Source: an optimization exercise on an open RTL-to-GDS flow (aim: small area, a short achievable clock period and few clock cycles). Production flows keep margins and buffers that such runs may drop. In this exercise RTL edits were held to simulation tests only and were not proved equivalent to the original. No activity file was given, so power comes from the tool's default toggle rates.

### flow/config.mk
export PLATFORM = sky130hd
export DESIGN_NAME = top
export DESIGN_NICKNAME = top
export VERILOG_FILES = /design/flow/design.v
export SDC_FILE = /design/flow/constraint.sdc
export NUM_CORES = 4
export LEC_CHECK = 0
export CAP_MARGIN = 20
export CORE_MARGIN = 2
export CORE_UTILIZATION = 40
export SLEW_MARGIN = 20
### flow/constraint.sdc
create_clock -name core_clock -period 5.0 [get_ports {clk}]
set_input_delay 1.0000 -clock core_clock [delete_from_list [all_inputs] [get_ports {clk}]]
set_output_delay 1.0000 -clock core_clock [all_outputs]
set_load 0.01 [all_outputs]
### flow/design.v
module forward(
	input 			clk, 
	input			reset,
    input           out_valid,
	input	  [7:0] f_di, 
	output	reg		done ,
	output	reg		f_wr ,
	output	reg		f_rd ,
	output	reg 	[13:0]	f_addr ,
	output	reg 	[7:0]	f_do
	);
reg [7:0] min;
reg [3:0] counter;
reg [2:0] cs;
reg [2:0] ns;
parameter INIT = 3'd0;
parameter READ_F = 3'd1;
parameter WRITE_F = 3'd2;
parameter COUNT_5 = 3'd3;
parameter FINISH = 3'd4;
always@(posedge clk or posedge reset) begin
	if(reset) 
		cs <= INIT;
	else 
		cs <= ns;
end
always@(*) begin
	case(cs)
		INIT:
			ns = READ_F;
		READ_F:
			if(f_di) 
				ns = COUNT_5;
			else begin
				if(f_addr == 14'd16254) 
					ns = FINISH;
				else 
					ns = READ_F;
			end 
		COUNT_5:
			if(counter== 4'd5)
				ns = WRITE_F;
			else 
				ns = COUNT_5;
		WRITE_F:
			if(f_addr == 14'd16254)  
				ns = FINISH;
			else 
				ns = READ_F;
		FINISH:
			ns = INIT;
		default: 
			ns = INIT;
	endcase
end
always@(posedge clk or posedge reset)begin
	if(reset) 
		min <= 0;
	else if(done)
		min <= 0;
	else if(cs == COUNT_5) begin
		if(counter == 4'd1) 
			min <= f_di;
		else if(min > f_di) 
			min <= f_di; 
	end
end
always@(posedge clk or posedge reset)begin
	if(reset) 
		counter <= 4'd15;
	else if(done) 
		counter <= 4'd15;
	else if(ns == WRITE_F || ns == READ_F)
		counter <= 4'd0;
	else if(ns == COUNT_5)
		counter <= counter + 4'd1;
end
always@(posedge clk or posedge reset)begin
	if(reset) 
		f_rd <= 1'b0;
	else if(done) 
		f_rd <= 1'b0;
	else if((ns == READ_F || ns == COUNT_5) && out_valid==1'b1)
		f_rd <= 1'b1;
	else 
		f_rd <= 1'b0;
end
always@(posedge clk or posedge reset)begin
	if(reset) 
		f_wr <= 1'd0;
	else if(done) 
		f_wr <= 1'd0;
	else if(ns == WRITE_F && out_valid==1'b1) 
		f_wr <= 1'd1;
	else 
		f_wr <= 1'd0;
end
always@(posedge clk or posedge reset)begin
	if(reset) 
		f_addr <= 14'd129;
	else if(done) 
		f_addr <= 14'd129;
	else if(ns == COUNT_5 || cs == COUNT_5) begin
		case(counter)
			4'd0: f_addr <= f_addr - 14'd129;
			4'd1: f_addr <= f_addr + 14'd1;
			4'd2: f_addr <= f_addr + 14'd1;
			4'd3: f_addr <= f_addr + 14'd126;
			4'd4: f_addr <= f_addr + 14'd1;
		endcase
	end
	else if(cs == READ_F || cs == WRITE_F) 
		f_addr <= f_addr + 14'd1;
end
always@(posedge clk or posedge reset)begin
	if(reset) 
		f_do <= 0;
	else if(done) 
		f_do <= 0;
	else if(ns == WRITE_F) 
		f_do <= min + 1;
end
always@(posedge clk or posedge reset)begin
	if(reset) 
		done <= 1'b0;
	else if(cs == FINISH && out_valid==1'b1) 
		done <= 1'b1;
end
endmodule
module backward(
	input 			clk, 
	input			reset,
	input 		 out_valid,
	input		[7:0] b_di,
	output	reg		b_done ,
	output	reg		b_wr ,
	output	reg		b_rd ,
	output	reg 	[13:0]	b_addr ,
	output	reg 	[7:0]	b_do
	);
reg [7:0] min;
reg [3:0] counter;
wire [7:0] compute_temp;
assign compute_temp = b_di + 1;
reg [2:0] cs;
reg [2:0] ns;
parameter INIT = 3'd0;
parameter READ_B = 3'd1;
parameter WRITE_B = 3'd2;
parameter COUNT_5 = 3'd3;
parameter FINISH = 3'd4;
always@(posedge clk or posedge reset) begin
	if(reset) 
		cs <= INIT;
	else 
		cs <= ns;
end
always@(*) begin
	case(cs)
		INIT:
			ns = READ_B;
		COUNT_5:
			if(counter== 4'd5)
				ns = WRITE_B;
			else 
				ns = COUNT_5;
		READ_B:
			if(b_di) 
				ns = COUNT_5;
			else begin
				if(b_addr == 14'd128) 
					ns = FINISH;
				else 
					ns = READ_B;
			end
		WRITE_B:
			if(b_addr == 14'd128)
				ns = FINISH;
			else 
				ns = READ_B;
		FINISH:
			ns = INIT;
		default: 
			ns = INIT;
	endcase
end
always@(posedge clk or posedge reset)begin
	if(reset)
		min <= 0;
	else if(b_done) 
		min <= 0;
	else if(cs == READ_B) 
		min <= b_di;
	else if(cs == COUNT_5 && min>compute_temp )
		min <= compute_temp;
end
always@(posedge clk or posedge reset)begin
	if(reset)
		counter <= 4'd15;
	else if(b_done)
		counter <= 4'd15;
	else if(ns == WRITE_B || ns == READ_B)
		counter <= 4'd0;
	else if(ns == COUNT_5)
		counter <= counter + 4'd1;
end
always@(posedge clk or posedge reset)begin
	if(reset)
		b_rd <= 1'b0;
	else if(b_done) 
		b_rd <= 1'b0;
	else if((ns == READ_B || ns == COUNT_5) && out_valid==1'b1)
		b_rd <= 1'b1;
	else 
		b_rd <= 1'b0;
end
always@(posedge clk or posedge reset)begin
	if(reset)
		b_wr <= 1'd0;
	else if(b_done) 
		b_wr <= 1'd0;
	else if(ns == WRITE_B && out_valid==1'b1) 
		b_wr <= 1'd1;
	else 
		b_wr <= 1'd0;
end
always@(posedge clk or posedge reset)begin
	if(reset)
		b_addr <= 14'd16255;
	else if(b_done)
		b_addr <= 14'd16255;
	else if(ns == COUNT_5 || cs == COUNT_5) begin
		case(counter)  
			4'd0: b_addr <= b_addr + 14'd129;
			4'd1: b_addr <= b_addr - 14'd1;
			4'd2: b_addr <= b_addr - 14'd1;
			4'd3: b_addr <= b_addr - 14'd126;
			4'd4: b_addr <= b_addr - 14'd1;
		endcase
	end
	else if(cs == READ_B || cs == WRITE_B) 
		b_addr <= b_addr - 14'd1;
end
always@(posedge clk or posedge reset)begin
	if(reset)
		b_do <= 0;
	else if(b_done) 
		b_do <= 0;
	else if(ns == WRITE_B) 
		b_do <= min;
end
always@(posedge clk or posedge reset)begin
	if(reset) 
		b_done <= 1'b0;
	else if(cs == FINISH && out_valid==1'b1) 
		b_done <= 1'b1;
end
endmodule
module threshold(
	input 			clk, 
	input			reset,
    input           out_valid,
	input	      [7:0]  t_di,
	input	      w_b_flag,
	output	reg		done ,
	output	reg		t_wr ,
	output	reg		t_rd ,
	output	reg 	[13:0]	t_addr ,
	output	reg 	t_do
	);
reg [1:0] cs;
reg [1:0] ns;
parameter INIT = 2'd0;
parameter READ_T = 2'd1;
parameter WRITE_T = 2'd2;
parameter FINISH = 2'd3;
always@(posedge clk or posedge reset) begin
	if(reset) 
		cs <= INIT;
	else 
		cs <= ns;
end
always@(*) begin
	case(cs)
		INIT:
			ns = READ_T;
		READ_T:
			ns = WRITE_T;
		WRITE_T:
			if(t_addr == 14'd16254)  
				ns = FINISH;
			else 
				ns = READ_T;
		FINISH:
			ns = INIT;
		default: 
			ns = INIT;
	endcase
end
always@(posedge clk or posedge reset)begin
	if(reset) 
		t_rd <= 1'b0;
	else if(done)
		t_rd <= 1'b0;
	else if(ns == READ_T && out_valid==1'b1)
		t_rd <= 1'b1;
	else 
		t_rd <= 1'b0;
end
always@(posedge clk or posedge reset)begin
	if(reset) 
		t_wr <= 1'd0;
	else if(done)
		t_wr <= 1'd0;
	else if(ns == WRITE_T && out_valid==1'b1) 
		t_wr <= 1'd1;
	else 
		t_wr <= 1'd0;
end
always@(posedge clk or posedge reset)begin
	if(reset) 
		t_addr <= 14'd129;
	else if(done)
		t_addr <= 14'd129;
	else if(cs == WRITE_T) 
		t_addr <= t_addr + 14'd1;
end
always@(posedge clk or posedge reset)begin
	if(reset) 
		t_do <= 1'b1;
	else if(done)
		t_do <= 1'b1;
	else if(ns == WRITE_T && t_di > 8'd1 && w_b_flag) 
		t_do <= 1'b0;
    else if(ns == WRITE_T  && w_b_flag) 
        t_do <= 1'b1;
	else if(ns == WRITE_T && t_di > 8'd2) 
		t_do <= 1'b0;
    else if(ns == WRITE_T ) 
        t_do <= 1'b1;
end
always@(posedge clk or posedge reset)begin
	if(reset) 
		done <= 1'b0;
	else if(cs == FINISH && out_valid==1'b1) 
		done <= 1'b1;
end
endmodule
module  convolution(
  input		clk,
  input		reset,	  
  input out_valid,
  input	 c_di, 
  output	reg [7:0] 	c_do, 
  output	reg  c_wr, 
  output	reg c_rd, 
  output reg	[13:0] c_addr,
  output reg change_sel,
  output reg	done
);
reg [6:0] window_x,window_y;
reg signed  op1; 
reg [3:0] conv_cnt;
reg signed [3:0] kernel1 [0:8];
reg signed [6:0] conv_out1;
wire signed [6:0] conv_out2;
always@(posedge reset or posedge clk) begin
	if(reset)begin
    	kernel1[0] = 4'b0001;
    	kernel1[1] = 4'b0001;
    	kernel1[2] = 4'b0001;
    	kernel1[3] = 4'b0001;
    	kernel1[4] = 4'b1000; 
    	kernel1[5] = 4'b0001;
    	kernel1[6] = 4'b0001;
    	kernel1[7] = 4'b0001;
    	kernel1[8] = 4'b0001;
	end
	else begin
		kernel1[0] = 4'b0001;
		kernel1[1] = 4'b0001;
		kernel1[2] = 4'b0001;
		kernel1[3] = 4'b0001;
		kernel1[4] = 4'b1000; 
		kernel1[5] = 4'b0001;
		kernel1[6] = 4'b0001;
		kernel1[7] = 4'b0001;
		kernel1[8] = 4'b0001;
	end
end
reg [2:0] ns,cs; 
parameter INIT =2'b00; 
parameter MOVE=2'b01;
parameter CONV=2'b10;
parameter FINISH=2'b11;
always@(posedge clk or posedge reset)
begin
    if(reset)
        cs <= INIT ;
    else
        cs <= ns ;
end
always@(*)begin
    case(cs)
        INIT:
            ns=MOVE;             
        MOVE:
			ns =CONV;
		CONV:
			if(conv_cnt == 4'd10 && (&c_addr)) 
				ns=FINISH;
			else if(conv_cnt == 4'd10)
				ns=MOVE;
			else
				ns=CONV;
    	FINISH:
			ns=INIT;
    	default:
            ns=INIT;
    endcase
end
always@(posedge reset or posedge clk) begin
  if (reset)begin
	window_x <= 7'd127; 
	window_y <= 7'd127; 
  end
  else if (done)begin
	window_x <= 7'd127; 
	window_y <= 7'd127; 
  end
  else if(ns == MOVE && (&window_x))begin
	window_x <= 7'd0;
	window_y <= window_y + 7'd1;
  end
  else if(ns == MOVE)begin
	window_x <= window_x + 7'd1;
	window_y <= window_y;
  end
  else begin
	window_x <= window_x;
	window_y <= window_y;
  end
end
always@(posedge reset or posedge clk) begin
  	if (reset)
		conv_cnt <= 0;
	else if (done)
		conv_cnt <= 0;
  	else if(ns == MOVE)
		conv_cnt <= 4'd15;
	else if(ns == FINISH)
		conv_cnt <= 4'd0;
  	else if(ns == CONV)
		conv_cnt <= conv_cnt + 4'd1;
end
always@(posedge reset or posedge clk) begin
  	if (reset)
    	c_wr <= 1'b0;
 	else if (done)
   	 	c_wr <= 1'b0;
  	else if((ns == MOVE || ns == FINISH) && out_valid)begin
    	c_wr <= 1'b1;
  	end
  	else begin
    	c_wr <= 1'b0;
  	end
end
always@(posedge reset or posedge clk)begin
	if (reset)
		op1 <= 0;
 	else if (done)
		op1 <= 0;
	else if(ns==CONV && conv_cnt<4'd9)begin 
		case (conv_cnt)
			4'd0:begin
				if(window_x == 7'd0 || window_y == 7'd0)
					op1 <= 0;
				else
					op1 <= c_di;
			end 
			4'd1:begin
				if(window_y == 7'd0)
					op1 <= 0;
				else
					op1 <= c_di;
			end
			4'd2:begin
				if(window_x == 7'd127 || window_y == 7'd0)
					op1 <= 0;
				else
					op1 <= c_di;
			end
			4'd3:begin
				if(window_x == 7'd0)
					op1 <= 0;
				else
					op1 <= c_di;
			end
			4'd4:begin
				op1 <= c_di;
			end
			4'd5:begin
				if(window_x == 7'd127)
					op1 <= 0;
				else
					op1 <= c_di;
			end
			4'd6:begin
				if(window_x == 7'd0 || window_y == 7'd127)
					op1 <= 0;
				else
					op1 <= c_di;
			end
			4'd7:begin
				if(window_y == 7'd127)
					op1 <= 0;
				else
					op1 <= c_di;
			end
			4'd8:begin
				if(window_x == 7'd127 || window_y == 7'd127)
					op1 <= 0;
				else
					op1 <= c_di;
			end
			default: 
				op1 <= 0;
		endcase
  end
	else
		op1 <= 0;
end
always@(posedge reset or posedge clk)begin
	if (reset)
		conv_out1 <= 0;
 	else if (done)
		conv_out1 <= 0;
	else if(ns==CONV && conv_cnt != 4'd0 && conv_cnt<4'd10) 
		conv_out1 <= conv_out1 + op1*kernel1[conv_cnt-1];
	else
		conv_out1 <= 0;
end
assign  conv_out2 = conv_out1 + 8'd0; 
always@(posedge reset or posedge clk) begin
  	if (reset)
    	c_do <= 0;
 	else if (done)
    	c_do <= 0;
  	else if(ns == MOVE || ns == FINISH)begin
		if(conv_out2[6]) 
			c_do <= 8'd0 ;
		else
			c_do <= conv_out2 ;
	end
end
always@(posedge reset or posedge clk) begin
  	if (reset)
    	c_addr <= 0;
 	else if (done)
    	c_addr <= 0;
	else if(ns == CONV)begin
		case(conv_cnt)
			4'd15: c_addr <= {window_y-7'd1,window_x-7'd1};
			4'd0:  c_addr <= {window_y-7'd1,window_x};
			4'd1:  c_addr <= {window_y-7'd1,window_x+7'd1};
			4'd2:  c_addr <= {window_y,window_x-7'd1};
			4'd3:  c_addr <= {window_y,window_x};
			4'd4:  c_addr <= {window_y,window_x+7'd1};
			4'd5:  c_addr <= {window_y+7'd1,window_x-7'd1};
			4'd6:  c_addr <= {window_y+7'd1,window_x};
			4'd7:  c_addr <= {window_y+7'd1,window_x+7'd1};
			default: c_addr <= c_addr;
		endcase
	end
  else if (ns == MOVE || ns == FINISH)begin
    c_addr <= {window_y,window_x};
  end
end
always@(posedge reset or posedge clk) begin
	if (reset)
    	c_rd <= 0;
 	else if (done)    
		c_rd <= 0;
  	else if(ns == CONV)
   		c_rd <= 1;
  	else 
    	c_rd <= 0;
end
always@(posedge clk or posedge reset)begin
	if(reset) 
		done <= 1'b0;
	else if(cs == FINISH && out_valid==1'b1) 
		done <= 1'b1;
end
always@(posedge clk or posedge reset)begin
	if (reset)
		change_sel <= 1'b0;
 	else if (done) 
		change_sel <= 1'b0;
	else if(conv_cnt==4'd9 && out_valid==1'b1) 
		change_sel <= 1'b1;
	else
		change_sel <= 1'b0;
end
endmodule
module controller(
	input 			clk, 
	input			reset,
	input  	forward_done,
	input  	backward_done,
	input  	threshold_done,
	input   convolution_done,
	input   change_sel,
	output reg [2:0] f_RAM_sel,
	output reg [2:0] b_RAM_sel,
	output reg [2:0] t_RAM_sel,
	output reg [2:0] c_RAM_sel,
	output	reg		forward_valid,
	output	reg		backward_valid, 	
	output	reg		threshold_valid,
	output	reg		convolution_valid,
	output reg all_rst,
	output wire w_b_flag,
	output	reg		done
	);
reg [1:0] valid_cnt;  
always@(*)begin 
	valid_cnt = forward_valid + backward_valid + threshold_valid + convolution_valid;
end
reg [1:0] done_cnt;
always@(posedge clk or posedge reset)begin
	if(reset) 
		done_cnt <= 2'd0;
	else if(done_cnt == valid_cnt) 
		done_cnt <= 2'd0;
	else
		done_cnt <= forward_done + backward_done + threshold_done + convolution_done;
end
reg [3:0] pic_cnt;
always@(posedge clk or posedge reset)begin
	if(reset) 
		pic_cnt <= 4'd0;
	else if(done_cnt == valid_cnt)
		pic_cnt <= pic_cnt + 4'd1;
end
assign w_b_flag = pic_cnt>4 ? 1'b0 : 1'b1; 
always@(posedge reset or posedge clk) begin
	if (reset)begin
		all_rst <= 1'b1;
	end
	else if(done_cnt==valid_cnt)begin
		all_rst <= 1'b1;
	end
	else begin
		all_rst <= 1'b0;
	end
end
always@(posedge reset or posedge clk) begin
	if (reset)
		f_RAM_sel <= 3'b111;
	else if(!forward_valid)
		f_RAM_sel <= 3'b111; 
	else if(all_rst && f_RAM_sel == 3'd2)
		f_RAM_sel <= 3'b000;
	else if(all_rst)
		f_RAM_sel <= f_RAM_sel + 3'd1;
end
always@(posedge reset or posedge clk) begin
	if (reset)
		b_RAM_sel <= 3'b111;
	else if(all_rst && pic_cnt == 4'd1)
		b_RAM_sel <= 3'd0; 
	else if(!backward_valid)
		b_RAM_sel <= 3'b111;
	else if(all_rst == 1'b1 && b_RAM_sel == 3'd2)
		b_RAM_sel <= 3'b000;
	else if(all_rst)
		b_RAM_sel <= b_RAM_sel + 3'd1;
end
always@(posedge reset or posedge clk) begin
	if (reset)
		t_RAM_sel <= 3'b111;
	else if(all_rst && pic_cnt == 4'd2)
		t_RAM_sel <= 3'd0; 
	else if(!threshold_valid)
		t_RAM_sel <= 3'b111; 
	else if(all_rst == 1'b1 && t_RAM_sel == 3'd2)
		t_RAM_sel <= 3'd0;
	else if(all_rst)
		t_RAM_sel <= t_RAM_sel + 3'd1;
end
always@(posedge reset or posedge clk) begin
	if (reset)
		c_RAM_sel <= 3'b111;
	else if(all_rst && pic_cnt == 4'd6)
		c_RAM_sel <= 3'd0; 
	else if(!convolution_valid)
		c_RAM_sel <= 3'b111; 
	else if(change_sel)begin
		case (c_RAM_sel)
			3'd0:c_RAM_sel <= 3'd3;
			3'd1:c_RAM_sel <= 3'd0;
			3'd2:c_RAM_sel <= 3'd1; 
			default: c_RAM_sel <= 3'd7;
		endcase
	end
	else if(all_rst)
		c_RAM_sel <= c_RAM_sel + 3'd1;
	else begin
		case (c_RAM_sel)
			3'd3:c_RAM_sel <= 3'd0;
			3'd0:c_RAM_sel <= pic_cnt == 4'd6 ? 3'd0 : 3'd1;
			3'd1:c_RAM_sel <= pic_cnt == 4'd7 ? 3'd1 : 3'd2;
			3'd2:c_RAM_sel <= 3'd2; 
			default: c_RAM_sel <= 3'd7;
		endcase
	end
end
always@(posedge reset or posedge clk) begin
	if (reset)begin
		forward_valid <= 1'b1; 
	end
	else if((pic_cnt >= 4'd0) && (pic_cnt <= 4'd5))begin 
		forward_valid <= 1'b1;
	end
	else
		forward_valid <= 1'b0;
end
always@(posedge reset or posedge clk) begin
	if (reset)begin
		backward_valid <= 1'b0;
	end
	else if((pic_cnt >= 4'd1) && (pic_cnt <= 4'd6))begin
		backward_valid <= 1'b1;
	end
	else begin
		backward_valid <= 1'b0;
	end
end
always@(posedge reset or posedge clk) begin
	if (reset)begin
		threshold_valid <= 1'b0;
	end
	else if((pic_cnt >= 4'd2) && (pic_cnt <= 4'd7))begin
		threshold_valid <= 1'b1;
	end
	else begin
		threshold_valid <= 1'b0;
	end
end
always@(posedge reset or posedge clk) begin
	if (reset)begin
		convolution_valid <= 1'b0;
	end
	else if((pic_cnt >= 4'd6) && (pic_cnt <= 4'd8))begin
		convolution_valid <= 1'b1;
	end
	else begin
		convolution_valid <= 1'b0;
	end
end
always@(posedge clk or posedge reset)begin
	if(reset) 
		done <= 1'b0;
	else if(pic_cnt == 4'd9)  
		done <= 1'b1;
end
endmodule
module top(
	input 			clk, 
	input			reset,
	input  	[7:0] forward_di,
	input 	[7:0] backward_di,
    input  	[7:0] threshold_di,
    input  	[7:0] convolution_di,
    output  wire [13:0]  forward_addr,
    output  wire [13:0]  backward_addr,
    output  wire [13:0]  threshold_addr,
    output  wire [13:0]  convolution_addr,
	output	wire		forward_wr,
	output	wire		forward_rd,
	output	wire		backward_wr,
	output	wire		backward_rd,
    output	wire		threshold_wr,
    output    wire		threshold_rd,
    output	wire		convolution_wr,
    output    wire		convolution_rd,
	output	wire 	[7:0]	forward_do,
	output	wire 	[7:0]	backward_do,
    output	wire 	threshold_do,
    output	wire 	[7:0]	convolution_do,
    output wire [2:0] f_RAM_sel,
    output wire [2:0] b_RAM_sel,
    output wire [2:0] t_RAM_sel,
	output wire [2:0] c_RAM_sel,
    output	wire		done
	);
wire all_rst;
wire change_sel;
wire w_b_flag;
wire forward_done;
wire backward_done;
wire threshold_done;
wire convolution_done;
wire forward_valid;
wire backward_valid;
wire threshold_valid;
wire convolution_valid;
controller controller(
    .clk(clk),
    .reset(reset),
    .forward_done(forward_done),
    .backward_done(backward_done),
    .threshold_done(threshold_done),
    .convolution_done(convolution_done),
    .w_b_flag(w_b_flag), 
    .forward_valid(forward_valid),
    .backward_valid(backward_valid),
    .threshold_valid(threshold_valid),
    .convolution_valid(convolution_valid),
    .f_RAM_sel(f_RAM_sel),
    .b_RAM_sel(b_RAM_sel),
    .t_RAM_sel(t_RAM_sel),
    .c_RAM_sel(c_RAM_sel),
    .change_sel(change_sel),
    .all_rst(all_rst),
    .done(done)
    );
forward forward(
    .clk(clk),
    .reset(all_rst),
    .out_valid(forward_valid),
    .f_addr(forward_addr),
    .f_wr(forward_wr),
    .f_rd(forward_rd),
    .f_do(forward_do),
    .f_di(forward_di),
    .done(forward_done)
    );
backward backward( 
    .clk(clk),
    .reset(all_rst),
    .out_valid(backward_valid),
    .b_addr(backward_addr),
    .b_wr(backward_wr),
    .b_rd(backward_rd),
    .b_do(backward_do),
    .b_di(backward_di),
    .b_done(backward_done)
    );
threshold threshold(
    .clk(clk),
    .reset(all_rst),
    .out_valid(threshold_valid),
    .t_addr(threshold_addr),
    .w_b_flag(w_b_flag), 
    .t_wr(threshold_wr),
    .t_rd(threshold_rd),
    .t_do(threshold_do),
    .t_di(threshold_di),
    .done(threshold_done)
    );
convolution convolution(
    .clk(clk),
    .reset(all_rst),
    .out_valid(convolution_valid),
    .c_addr(convolution_addr),
    .c_wr(convolution_wr),
    .c_rd(convolution_rd),
    .c_do(convolution_do),
    .c_di(convolution_di[0]),
    .change_sel(change_sel),
    .done(convolution_done)
    );
endmodule
### flow/run.sh
#!/bin/bash
# synth_recipe.tcl (not shown) runs the flow's synth.tcl, then flattens the netlist and writes it again
# the make line also repeats each setting of config.mk as NAME=value (left out here)
make -C /OpenROAD-flow-scripts/flow DESIGN_CONFIG=/design/flow/config.mk WORK_HOME=/design/flow/orfs CLKGATE_MAP_FILE= SYNTH_SCRIPT=/design/flow/synth_recipe.tcl finish
==> flow_summary.json <==
{
  "rows": 63,
  "hold_class": "flip-flop to flip-flop",
  "dr.pass1.iters": 5,
  "ys_ff_latch": 176,
  "netlist_area_mm2": 0.0122,
  "combPwrFrac": 0.338,
  "met3WireLength_mm": 1.72,
  "synth-main-ff-cell": "dfrtp_1",
  "n_antenna_cell": 0,
  "cts_tree": "yes",
  "vias": 11000,
  "path_class": "input pin to flip-flop",
  "synth.area.mux_share": 0.0197,
  "yosys_warnings": 6,
  "timing.critical_path.from": "backward_di[0]",
  "setup_viol": 0,
  "p_switching_w": 0.00180,
  "drc_errors": 0,
  "pre_cts_ws_ns": 0.739,
  "r2r-start": "convolution.conv_cnt[0]$_DFFE_PP0P_",
  "worstPathRequired_ns": 5.28,
  "synth-simple-area-share": 0.219,
  "start_kind": "input pin",
  "fin_crit_ns": 3.80,
  "arrival_ns": 4.08,
  "worstMarginPinSlew_ns": 1.01,
  "slew_violations": 0,
  "finalSetupTns_ns": 0,
  "p_per_area_mw_per_mm2": 346,
  "postRouteWirelength_mm": 32.8,
  "synth.distinct_cells": 78,
  "ys_seq_area_frac": 0.367,
  "vdd_drop_max_mv": 0.215,
  "grt_pass1_vias": 10600,
  "final_layout_size_suffix_gt1_frac": 0.0831,
  "drt_iter0_markers": 842,
  "outcome": "complete, no violations",
  "hold_violations": 0,
  "grt_pass1_wl_mm": 54.6,
  "numCtsBuffers": 17,
  "cp_max_fo": 5,
  "seqPwrFrac": 0.382,
  "start_util": 0.409,
  "synth_async_sr_flop_share": 1.00,
  "detail-route-antenna-nets": 0,
  "p_leak_nw": 5.83,
  "netlist_top_cells_count": "nor2_1 (134), dfrtp_1 (122), nand2_1 (95), o21ai_0 (87), a21oi_1 (80)",
  "p_sw_frac": 0.366,
  "synth-edff-count": 0,
  "dp_hpwl_mm": 22.6
}
Testbench counts, summed over its fixed seeds: cycles 12,181,278.
==> through the flow <==
step	utilization	area [µm²]	cells
final	0.477	14200	1883
after global routing	0.477	14200	1883
after CTS	0.477	14200	1882
after detailed placement	0.457	13600	1850
after global placement	0.457	13600	1849
after floorplan	-	12200	1418
==> final timing paths <==
check / end / slack (ns) / cells past startpoint
min in group asynchronous: backward.min[1]$_DFFE_PP0P_ / 0.61 / 1
hold reg to reg: controller.done$_DFFE_PP0N_ / 0.48 / 1
hold / removal: controller.done$_DFFE_PP0N_ / 0.48 / 1
max in group asynchronous: backward.b_do[5]$_DFFE_PP0P_ / 3.08 / 2
setup / recovery: backward.min[5]$_DFFE_PP0P_ / 1.20 / 12
setup reg to reg: convolution.conv_out1[6]$_DFF_PP0_ / 1.74 / 12
==> critical path, cell delays in order <==
cell and delay [ns]:
clkdlybuf4s50_1 0.52, ha_1 0.24, and3_1 0.27, nand3_1 0.12, xor2_1 0.18, ha_1 0.30, a21o_1 0.18, a21oi_1 0.23
nand2b_1 0.11, o21a_1 0.25, o21ai_0 0.53, a211oi_1 0.15
==> sequential cells by signal, indices dropped and copies added (netlist names), 6 cells and up <==
signal,count
forward.min,8
convolution.c_do,6
backward.b_do,8
backward.b_addr,14
convolution.window_y,7
forward.f_addr,14
convolution.window_x,7
convolution.conv_out1,7
backward.min,8
forward.f_do,8
threshold.t_addr,14
convolution.c_addr,14
==> cell usage in the layout (no fill, tap or decap), types with 6 or more instances in the layout <==
cell type / netlist / final
o32ai_1: 6 / 6
or3_1: 13 / 13
a221o_1: 10 / 10
o221ai_1: 7 / 7
nor2_1: 134 / 134
or4_1: 9 / 9
nand3b_1: 13 / 13
clkbuf_16: 0 / 17
nor2b_1: 19 / 19
nand2b_1: 33 / 33
buf_4: 5 / 10
o211ai_1: 10 / 10
a22o_1: 11 / 11
xor2_1: 23 / 23
o22ai_1: 12 / 12
nand2_1: 95 / 95
inv_1: 74 / 72
a2111oi_0: 7 / 7
dfrtp_1: 122 / 122
a221oi_1: 9 / 9
o21a_1: 9 / 9
a31o_2: 8 / 8
nor3b_1: 12 / 12
a211oi_1: 25 / 24
a21oi_1: 80 / 80
nand3_1: 54 / 54
a22oi_1: 8 / 8
a31oi_1: 21 / 21
nor3_1: 52 / 52
o21ai_0: 87 / 87
o31ai_1: 10 / 10
dfstp_2: 54 / 54
nor4_1: 23 / 23
nand4_1: 18 / 18
ha_1: 76 / 76
and3_1: 19 / 19
mux2i_1: 24 / 24
clkdlybuf4s50_1: 0 / 126
xnor2_1: 37 / 37
a21o_1: 8 / 8
==> routing by layer <==
layer	GRT usage	vias up
met5	0	-
met4	0.0552	0
met3	0.0343	33
met2	0.342	339
met1	0.289	5344
li1	-	5271
==> layout make-up <==
| cell class | instances | area (µm²) |
|---|---|---|
| well taps | 390 | 488 |
| clock inverters | 15 | 161 |
| clock buffers | 17 | 425 |
| inverters | 76 | 290 |
| multi-input cells | 1071 | 7030 |
| fillers | 2909 | 15600 |
| repair buffers | 138 | 1360 |
| flip-flops and latches | 176 | 4470 |
==> power by group through the flow <==
stage	registers (W)	clock network [W]	logic (W)
global route	0.00191	0.00147	0.00185
global placement	0.00189	0	0.00162
finish	0.00188	0.00138	0.00166
CTS	0.00187	0.00141	0.00166
detailed placement	0.00190	0	0.00165
floorplan	0.00179	0	0.00126
==> logic make-up (layout without fill, tap and decap cells) <==
group,Yosys count,in the layout
simple gates,523,523
compound gates,382,382
flops,176,176
buf+inv,171,246
fa+ha+maj,79,79
xor+xnor,61,61
mux,24,24
other cells,1,2
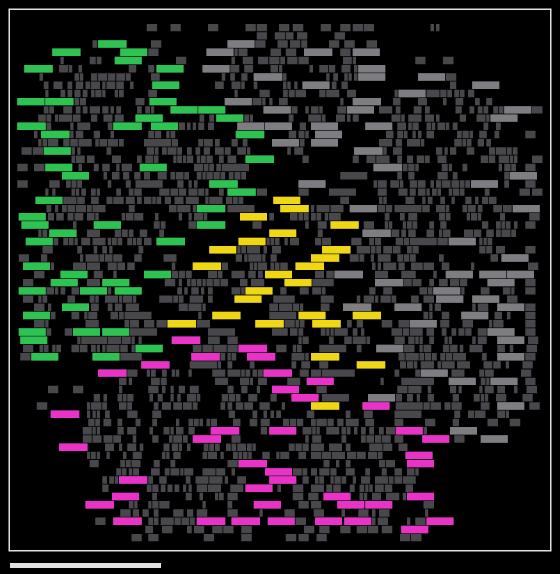
blocks.png
Bar = 50 µm.
Magenta stands for backward, flops 40. Green stands for convolution, flops 52. Yellow stands for controller, flops 24, where center.
Another 60 sequential cells are not colored.
Die ar.: 0.0319 mm²
Post-Layout Cell Count: 1,883
final core utilization: 0.477

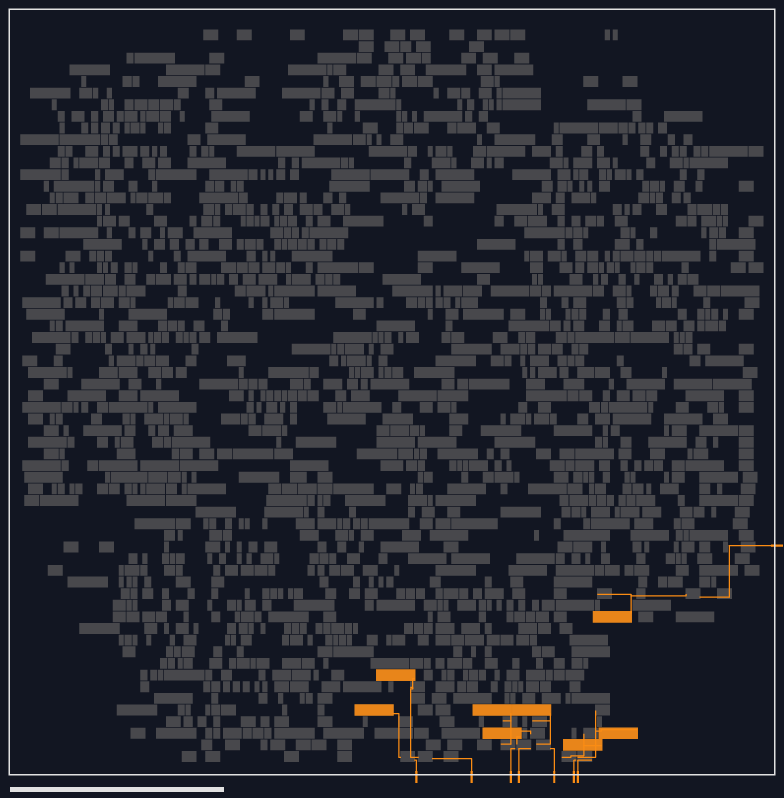
port_trees.png
Bar = 50 µm.
Orange stands for backward_do, bits 8, direction output, end cells 8, buffers 8, wire 206 µm.
PortBufs: 126
# IOs: 136

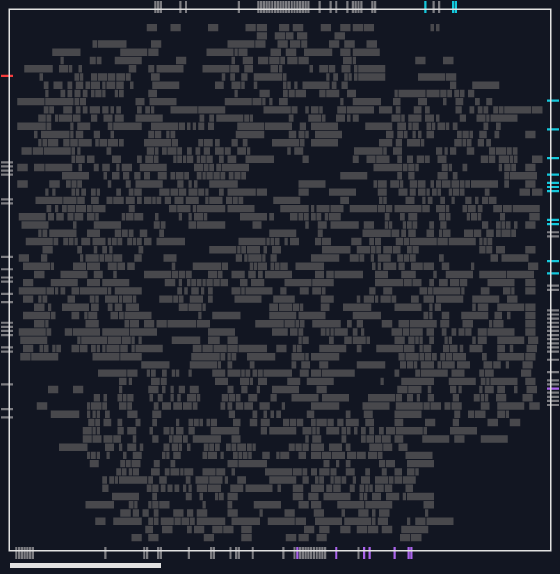
pinout.png
Bar = 50 µm. Pins as bars across the die edge, other pins in gray.
Cyan stands for forward_addr, pins 14, direction output, edge 11 right, 3 top. Purple stands for backward_do, pins 8, direction output, edge 7 bottom, 1 right. Red stands for clk, pins 1, direction input, edge left.
All pins by edge: 40 top, 39 bottom, 35 right, 22 left.
Die X: 179 µm
die height: 179 µm

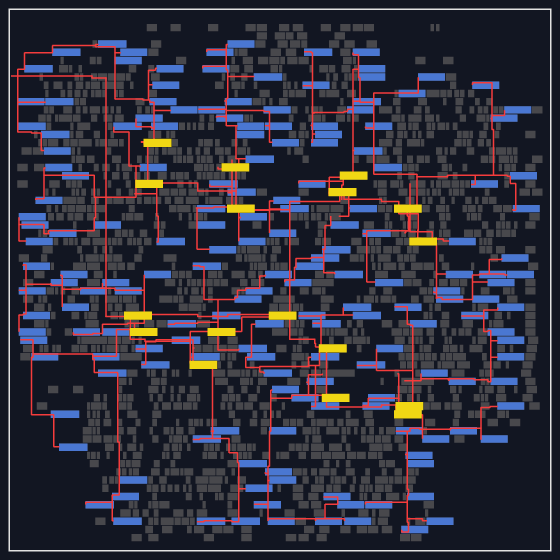
clock_wires.png
Blue stands for flip-flops, count 176. Yellow stands for clock-net drivers, count 17. Red stands for clock wires, length 2,640 µm.
Position of the flops: widely spread. There are 18 routed clock nets.
clock share of power: 0.280
Layout Skew: 0.0180 ns
Clk Latency, worst-skew pair: 0.43 ns

-- port drivers added, routing unchanged --
The results above use ideal ports. As a check the final layout listed here was re-extracted and re-timed, cells and wires unchanged.
Step 1: set_driving_cell puts a clkbuf_16 on clk and a buf_2 on each other input, an assumption about the parent block.
Step 2, shift: input delay + t, output delay - t, t = (earliest + latest rising clock arrival at the registers) / 2. This alone moves slack from input paths to output paths.
Slacks: ideal ports / drivers / drivers and shift; pairs: ideal ports / drivers.
t (ns): 0.478
setup slack, ns: 1.204 / 1.227 / 0.749
latest minus earliest clock arrival (ns): 0.018 / 0.018
worst data-port slew with drivers (ns): 0.04
pins driven straight from the clock port: 1
After both steps setup and hold are still met in this run. The setup slack of this run moves by +0.023 ns with the drivers and by -0.455 ns with both steps.
